Background: an optimization exercise with open tools, aiming at small area and a short achievable clock period. Do not read the settings as production practice. Where RTL was checked, it was by simulation tests only, not by an equivalence proof against the original. The series may have gaps, and a smaller design here may also do less where the tests do not look. Function not checked in run 2: the RTL went through the layout flow alone.

`flow/config.mk`:
```
export PLATFORM = sky130hd
export DESIGN_NAME = mult
export DESIGN_NICKNAME = mult
export VERILOG_FILES = /design/flow/design.v
export SDC_FILE = /design/flow/constraint.sdc
export NUM_CORES = 4
export LEC_CHECK = 0
export CAP_MARGIN = 20
export CORE_MARGIN = 2
export CORE_UTILIZATION = 40
export SLEW_MARGIN = 20
```
`flow/constraint.sdc`:
```
create_clock -name core_clock -period 8.0 [get_ports {clock}]
set_input_delay 1.6000 -clock core_clock [delete_from_list [all_inputs] [get_ports {clock}]]
set_output_delay 1.6000 -clock core_clock [all_outputs]
set_load 0.01 [all_outputs]
```
`flow/design.v`:
```
module mult_stage(clock,
                  reset,
                  enable,
                  product_in,
                  mplier_in,
                  mcand_in,
                  ROB_num_in,
                  PRN_num_in,
                  start,
                  product_out,
                  mplier_out,
                  mcand_out,
                  ROB_num_out,
                  PRN_num_out,
                  done);
  input         clock,  reset,  start,  enable;
  input [63:0]  product_in, mplier_in, mcand_in;
  input  [5:0]  ROB_num_in;
  input  [6:0]  PRN_num_in;
  output        done;
  output [63:0] product_out, mplier_out, mcand_out;
  output  [5:0] ROB_num_out;
  output  [6:0] PRN_num_out;
  reg  [63:0]   prod_in_reg, partial_prod_reg;
  wire [63:0]   partial_product, next_mplier, next_mcand;
  wire  [5:0]   next_ROB_num;
  wire  [6:0]   next_PRN_num;
  reg [63:0]    mplier_out, mcand_out;
  reg  [5:0]    ROB_num_out;
  reg  [6:0]    PRN_num_out;
  reg done;
  assign product_out = prod_in_reg + partial_prod_reg;
  assign partial_product = mplier_in[15:0] * mcand_in;
  assign next_mplier = {16'b0,mplier_in[63:16]};
  assign next_mcand = {mcand_in[47:0],16'b0};
  assign next_ROB_num = ROB_num_in;
  assign next_PRN_num = PRN_num_in;
  always @(posedge clock)
  begin
    if(enable)
    begin
    prod_in_reg      <= product_in;
    partial_prod_reg <= partial_product;
    mplier_out       <= next_mplier;
    mcand_out        <= next_mcand;
    ROB_num_out      <= next_ROB_num;
    PRN_num_out      <= next_PRN_num;
    end
  end
  always @(posedge clock)
  begin
    if(reset)
      done <= 1'b0;
    else if(enable)
      done <= start;
  end
endmodule
module mult(clock,
           reset,
           enable,
           mplier,
           mcand,
           ROB_num_in,
           dest_PRN_in,
           start,
           product,
           ROB_num_out,
           dest_PRN_out,
           done);
  input         clock, reset, start, enable;
  input  [63:0] mcand, mplier;
  input   [5:0] ROB_num_in;
  input   [6:0] dest_PRN_in;
  output [63:0] product;
  output  [5:0] ROB_num_out;
  output  [6:0] dest_PRN_out;
  output        done;
  wire   [63:0] mcand_out, mplier_out;
  wire [(3*64)-1:0] internal_products, internal_mcands, internal_mpliers;
  wire  [(3*6)-1:0] internal_ROB_num;
  wire  [(3*7)-1:0] internal_PRN_num;
  wire        [2:0] internal_dones;
  mult_stage mstage [3:0](.enable(enable),
                          .clock(clock),
                          .reset(reset),
                          .product_in({internal_products,64'h0}),
                          .mplier_in({internal_mpliers,mplier}),
                          .mcand_in({internal_mcands,mcand}),
                          .ROB_num_in({internal_ROB_num,ROB_num_in}),
                          .PRN_num_in({internal_PRN_num,dest_PRN_in}),
                          .start({internal_dones,start}),
                          .product_out({product,internal_products}),
                          .mplier_out({mplier_out,internal_mpliers}),
                          .mcand_out({mcand_out,internal_mcands}),
                          .ROB_num_out({ROB_num_out,internal_ROB_num}),
                          .PRN_num_out({dest_PRN_out,internal_PRN_num}),
                          .done({done,internal_dones}));
endmodule
```
`flow/run.sh`:
```
#!/bin/bash
# synth_recipe.tcl (not shown) runs the flow's synth.tcl, then flattens the netlist and writes it again
# the make line also repeats each setting of config.mk as NAME=value (left out here)
make -C /OpenROAD-flow-scripts/flow DESIGN_CONFIG=/design/flow/config.mk WORK_HOME=/design/flow/orfs CLKGATE_MAP_FILE= SYNTH_SCRIPT=/design/flow/synth_recipe.tcl finish
```
==> results.py, run 1 <==
metrics = {
    "job": {
        "cap_violations": 0,
    },
    "synthesis": {
        "yosys_most_used_dff": "edfxtp_1",
        "synth.avg_cell_area_um2": 9.88,
        "synthDistinctLibCells": 78,
        "synthSimpleGateAreaFrac": 0.140,
        "synth_top_family_by_area": "adder cells",
        "seq_area_frac_synth": 0.215,
        "synth_compound_area_frac": 0.0517,
        "synth_area_mm2": 0.0838,
        "async_flop_share": 0,
        "synth_common_cells": "1857 x inv_1, 1667 x fa_1, 1560 x nand2_1",
        "synth-seq-cells": 600,
        "syn-num-nets": 10679,
        "synth_top_area_frac": 0.398,
        "synthMuxAreaShare": 0.000717,
        "ys.warnings.count": 1,
        "synth_fa_ha_area_frac": 0.456,
        "synth_edf_count": 596,
    },
    "finish": {
        "regArea_mm2": 0.0180,
        "multi_input_gates": 5607,
        "drive_gt1_frac": 0.0733,
        "clk_share": 0.0277,
        "final_area_mm2": 0.0944,
        "multi_input_area_share": 0.607,
        "fillCellCount": 19750,
        "diodes": 1,
        "multi_input_area_mm2": 0.0573,
        "seq_area_frac": 0.190,
        "area_growth_pct": 12.6,
        "num-nonclk-inverters": 1857,
        "largestClassByArea": "multi-input gates",
    },
    "clock_network": {
        "numCtsBuffers": 81,
        "clockBufferDepth": 3,
        "cts_resized": 3,
        "clkTransAtPathRegs_ns": 0.06,
        "clk_latency_ns": 0.71,
        "cts_tree": "built",
    },
    "setup_path": {
        "cp-start-kind": "input port",
        "slowest_stage": "clkdlybuf4s50_1",
        "crit_start": "mcand[25]",
        "max_stage_delay_ns": 0.69,
        "worstReg2RegEnd": "mstage[1].partial_prod_reg[62]",
        "r2r_setup_slack_ns": 0.43,
        "cp_top_family": "adder cells",
        "cp_cell_sequence": "clkdlybuf4s50_1, nand2_1, fa_1, fa_1, fa_1, inv_1, fa_1, fa_1, inv_1, fa_1, inv_1, ha_1, a21oi_1, o22ai_1, o21ai_0, a21oi_1, o21ai_1, o21ai_2, a21oi_1, buf_4, o41ai_2, a21boi_0, xnor2_1",
        "cp.depth": 23,
        "cp.arrival_ns": 8.24,
        "cp_common_cell": "fa_1",
        "r2r_start": "mstage[0].mplier_out[7]",
    },
    "routing": {
        "top_layer": "met5",
        "drc": 0,
        "drt_iter0_drc": 3984,
        "num_vias": 58564,
        "wl_met2_um": 104000,
        "wl_met1_um": 96000,
    },
    "floorplan": {
        "row_count": 167,
        "ioPinCount": 223,
        "initial_core_util": 0.403,
        "dieArea_mm2": 0.213,
    },
    "run_status": {
        "status": "timing/DRC/antenna clean",
    },
    "grt": {
        "grt.total_usage": 0.213,
        "grt.busiest_layer": "met2",
        "grt_start_max_net_pins": 151,
        "grt.overflow.total": 0,
        "met2_usage": 0.350,
        "grt_pass1_wl_um": 355000,
    },
    "timing": {
        "fmax_mhz": 128,
        "hold_violations": 0,
        "skew_ns": 0.0348,
        "min_period_ns": 7.81,
        "finalSetupViolCount": 0,
        "setup_tns_ns": 0,
        "tightest_slew_ns": 1.12,
    },
    "worst_hold_path": {
        "holdCritStartpoint": "mstage[0].partial_prod_reg[46]",
        "min_to": "mstage[1].prod_in_reg[46]",
        "whs_path_depth": 0,
    },
    "placement": {
        "place_area_mm2": 0.0915,
    },
}
run_1/clock_wires.png
Scale: 1 px per µm.
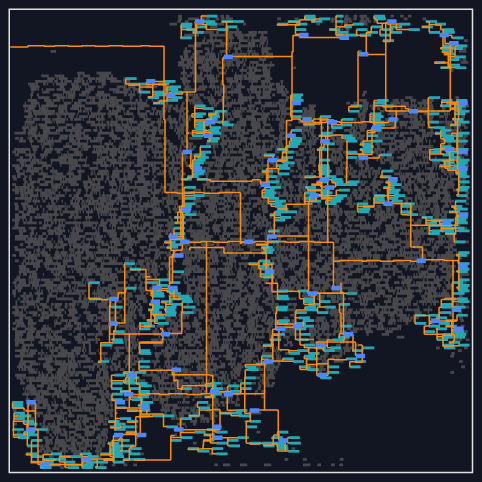
Key: cyan = flip-flops [count 600]; blue = clock-net drivers [count 81]; orange = clock wires [length 10300 µm]
There are 82 routed clock nets.

run_1/closeup.png
Window x 326 to 366, y 326 to 366 µm. Cells in grey, sequential cells in the stronger grey; small squares are vias.
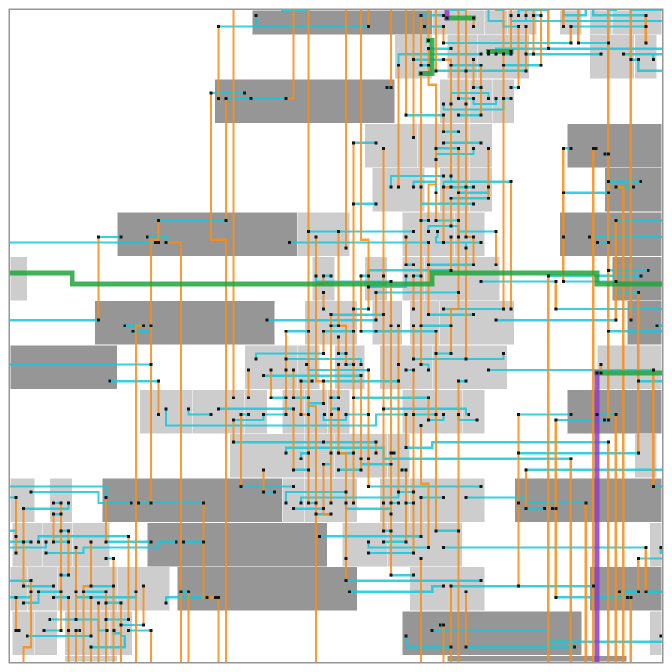
Key: purple = M4; green = M3; orange = M2; cyan = M1
Sequential cells in the window: 13. Most frequent: nor2_1 (13), edfxtp_1 (13), ha_1 (8). Netlist names of flops here include mstage.prod_in_reg (10), mstage.partial_prod_reg (3). 80 logic cells have their middle in the window.

run_1/placed.png
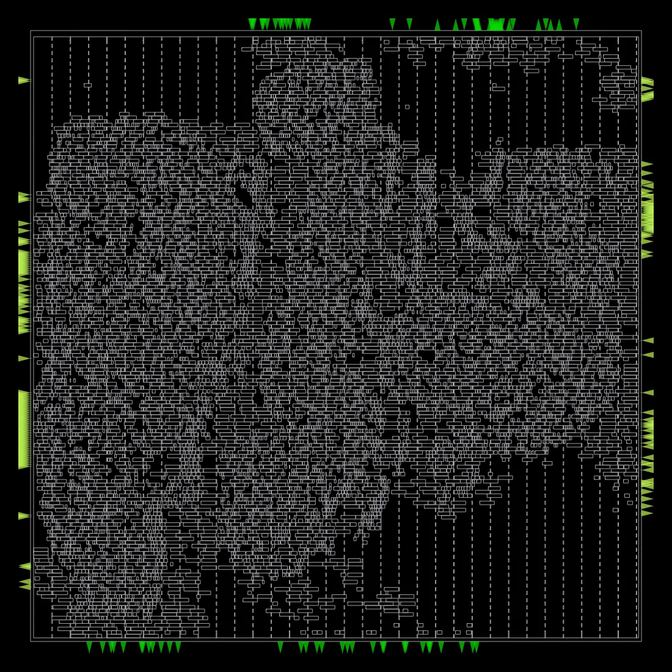
Tap Count: 2788
Layout Utilization: 0.454
Post-Layout Cell Count: 11681
area of the core: 0.208 mm²
FF+latch count: 600

run_1/blocks.png
Scale: 1 px per µm. Other sequential cells in the stronger grey, the rest of the logic in the fainter grey.
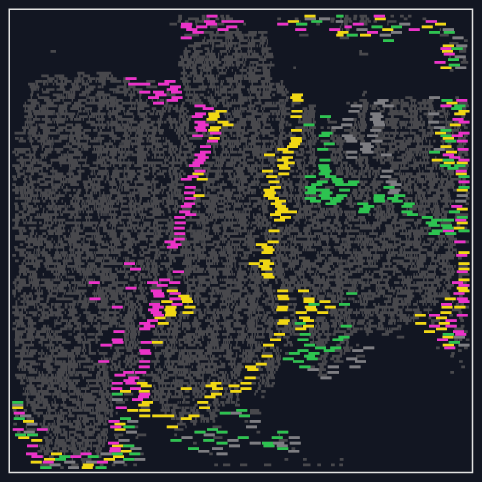
Key: yellow = mstage[1] [flops 190, where all over the die]; green = mstage[2] [flops 142, where all over the die]; magenta = mstage[0] [flops 174, where all over the die]

--- run 2: outline of the changes from run 1 ---
flow/design.v: 98 -> 6535 lines; modules unchanged: 0
  mult: edited, 41 -> 6535 lines
  removed: mult_stage
==> run 2 against run 1 <==
Still clean; non-clock buffer count fell by 316; sequential cell count rose by 60; global-route usage rose by 7.6 points; final area fell by 24%; first-iteration DRC count rose by 81%; via count fell by 18%; clock skew rose by 0.021 ns; critical path depth fell by 12; area after synthesis fell by 22%; die area fell by 22%; worst hold slack improved by 0.029 ns; critical path type is now flip-flop to flip-flop; critical endpoint is now r2_132.
==> results.py, run 2 <==
metrics = {
    "routing": {
        "wl_met1_um": 88800,
        "top_layer": "met5",
        "wl_met2_um": 101000,
        "num_vias": 48243,
        "drc": 0,
    },
    "finish": {
        "multi_input_gates": 3710,
        "multi_input_area_mm2": 0.0403,
        "area_growth_pct": 10.2,
        "drive_gt1_frac": 0.0504,
        "fin_cells": 7836,
        "largestClassByArea": "multi-input gates",
        "seq_cells": 660,
        "num-nonclk-inverters": 782,
        "fin_util": 0.443,
        "fillCellCount": 14959,
        "seq_area_frac": 0.275,
        "diodes": 1,
        "final_area_mm2": 0.0719,
    },
    "grt": {
        "grt_start_max_net_pins": 160,
        "grt_pass1_wl_um": 353000,
        "grt.busiest_layer": "met2",
        "grt.total_usage": 0.289,
        "met2_usage": 0.417,
        "grt.overflow.total": 0,
    },
    "clock_network": {
        "cts_resized": 0,
        "holdBufCountCts": 0,
        "clkTransAtPathRegs_ns": 0.06,
        "clockBufferDepth": 3,
        "numCtsBuffers": 81,
        "cts-root-buf": "clkbuf_16",
        "post_cts_buffers": 0,
        "cts_tree": "built",
    },
    "setup_path": {
        "cp_common_cell": "fa_1",
        "cp-start-kind": "flip-flop",
        "cp.arrival_ns": 5.28,
        "cp.required_ns": 8.41,
        "crit_start": "neg1[5]",
        "cp.depth": 11,
        "slowest_stage": "clkinv_2",
        "max_stage_delay_ns": 0.70,
        "r2r_setup_slack_ns": 3.13,
        "r2r_start": "neg1[5]",
        "cp_cell_sequence": "buf_4, clkinv_2, buf_4, xnor2_1, fa_1, inv_1, fa_1, inv_1, fa_1, inv_1, fa_1",
        "cp_top_family": "adder cells",
        "path_buf_inv": 6,
    },
    "synthesis": {
        "synth_top_family_by_area": "adder cells",
        "synth_edf_count": 656,
        "synth-seq-cells": 660,
        "synth_fa_ha_area_frac": 0.294,
        "syn-num-nets": 6879,
        "synth_compound_area_frac": 0.140,
        "synthDistinctLibCells": 58,
        "synth_top_area_frac": 0.302,
        "synth_common_cells": "1024 x a22oi_1, 891 x fa_1, 778 x inv_1",
        "yosys_most_used_dff": "edfxtp_1",
        "synthSimpleGateAreaFrac": 0.0198,
        "synthMuxAreaShare": 0.00274,
        "async_flop_share": 0,
        "synth_area_mm2": 0.0652,
        "ys.warnings.count": 1,
    },
    "timing": {
        "setup_tns_ns": 0,
        "hold_violations": 0,
        "tightest_slew_ns": 1.28,
        "worst_slack_ns": 3.13,
        "fmax_mhz": 206,
        "finalSetupViolCount": 0,
    },
    "run_status": {
        "status": "timing/DRC/antenna clean",
    },
    "floorplan": {
        "core_area_mm2": 0.162,
        "ioPinCount": 223,
        "row_count": 148,
        "taps": 2175,
        "initial_core_util": 0.402,
        "dieArea_mm2": 0.166,
    },
    "worst_hold_path": {
        "whs_path_depth": 0,
        "holdCritStartpoint": "rob2[0]",
        "min_to": "rob3[0]",
    },
    "placement": {
        "place_area_mm2": 0.0691,
    },
    "job": {
        "cap_violations": 0,
    },
}
run_2/clock_wires.png
Scale: 1.5 px per µm.
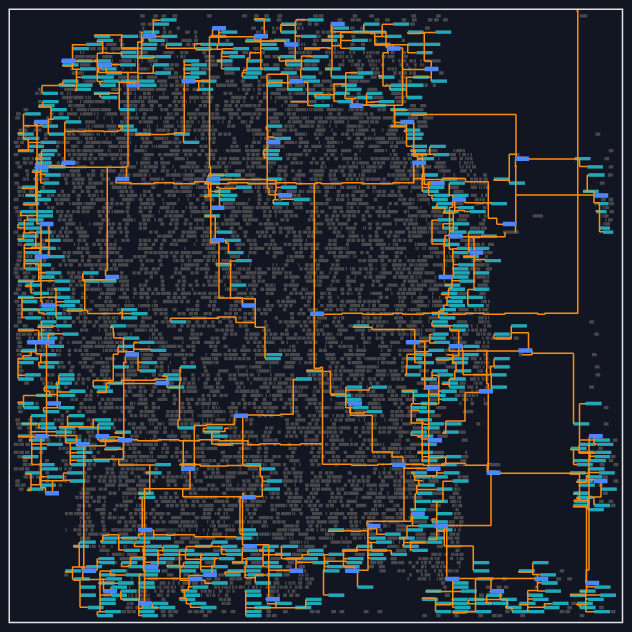
Key: blue = clock-net drivers [count 81]; cyan = flip-flops [count 660]; orange = clock wires [length 11000 µm]
Position of the flops: all over the die. There are 82 routed clock nets.
Setup Skew: 0.0556 ns
worst skew pair latency: 0.72 ns

run_2/m1.png
Scale: 1 px per µm. Supply wires on this layer in grey.
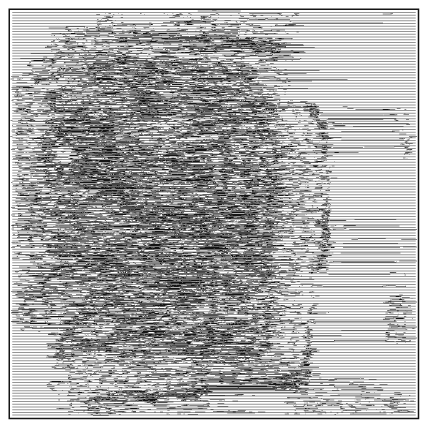
The layer carries 88.8 mm of wire. The layer holds 37% of the routed length. The wires run mostly horizontal. 6140 nets have wire on it. The longest straight run is 95.2 µm.

static timing again, ports no longer ideal:
How much do the figures lean on ideal ports? The routed layouts below were timed once more, with nothing changed but the port constraints.
Step 1 assumes that a clkbuf_16 drives the clock port and a buf_2 every other input.
Step 2 times the ports against the registers' clock, not the clock port: input delays grow and output delays shrink by t, the midpoint of the rising clock arrivals with the driver on.
a / b / c = ideal ports / drivers / drivers and shift; a / b = the first two.
run | t (ns) | setup slack, ns | worst setup path after step 2 | latest minus earliest clock arrival (ns)
run 1 | 0.783 | 0.188 / 0.240 / -0.543 | input to register | 0.039 / 0.038
run 2 | 0.778 | 3.134 / 3.134 / 3.134 | register to register | 0.067 / 0.067
Met with ideal ports but missed after step 2: setup timing in run 1. The setup slack of run 1, which loses most, moves by +0.052 ns with the drivers and by -0.731 ns with both steps.
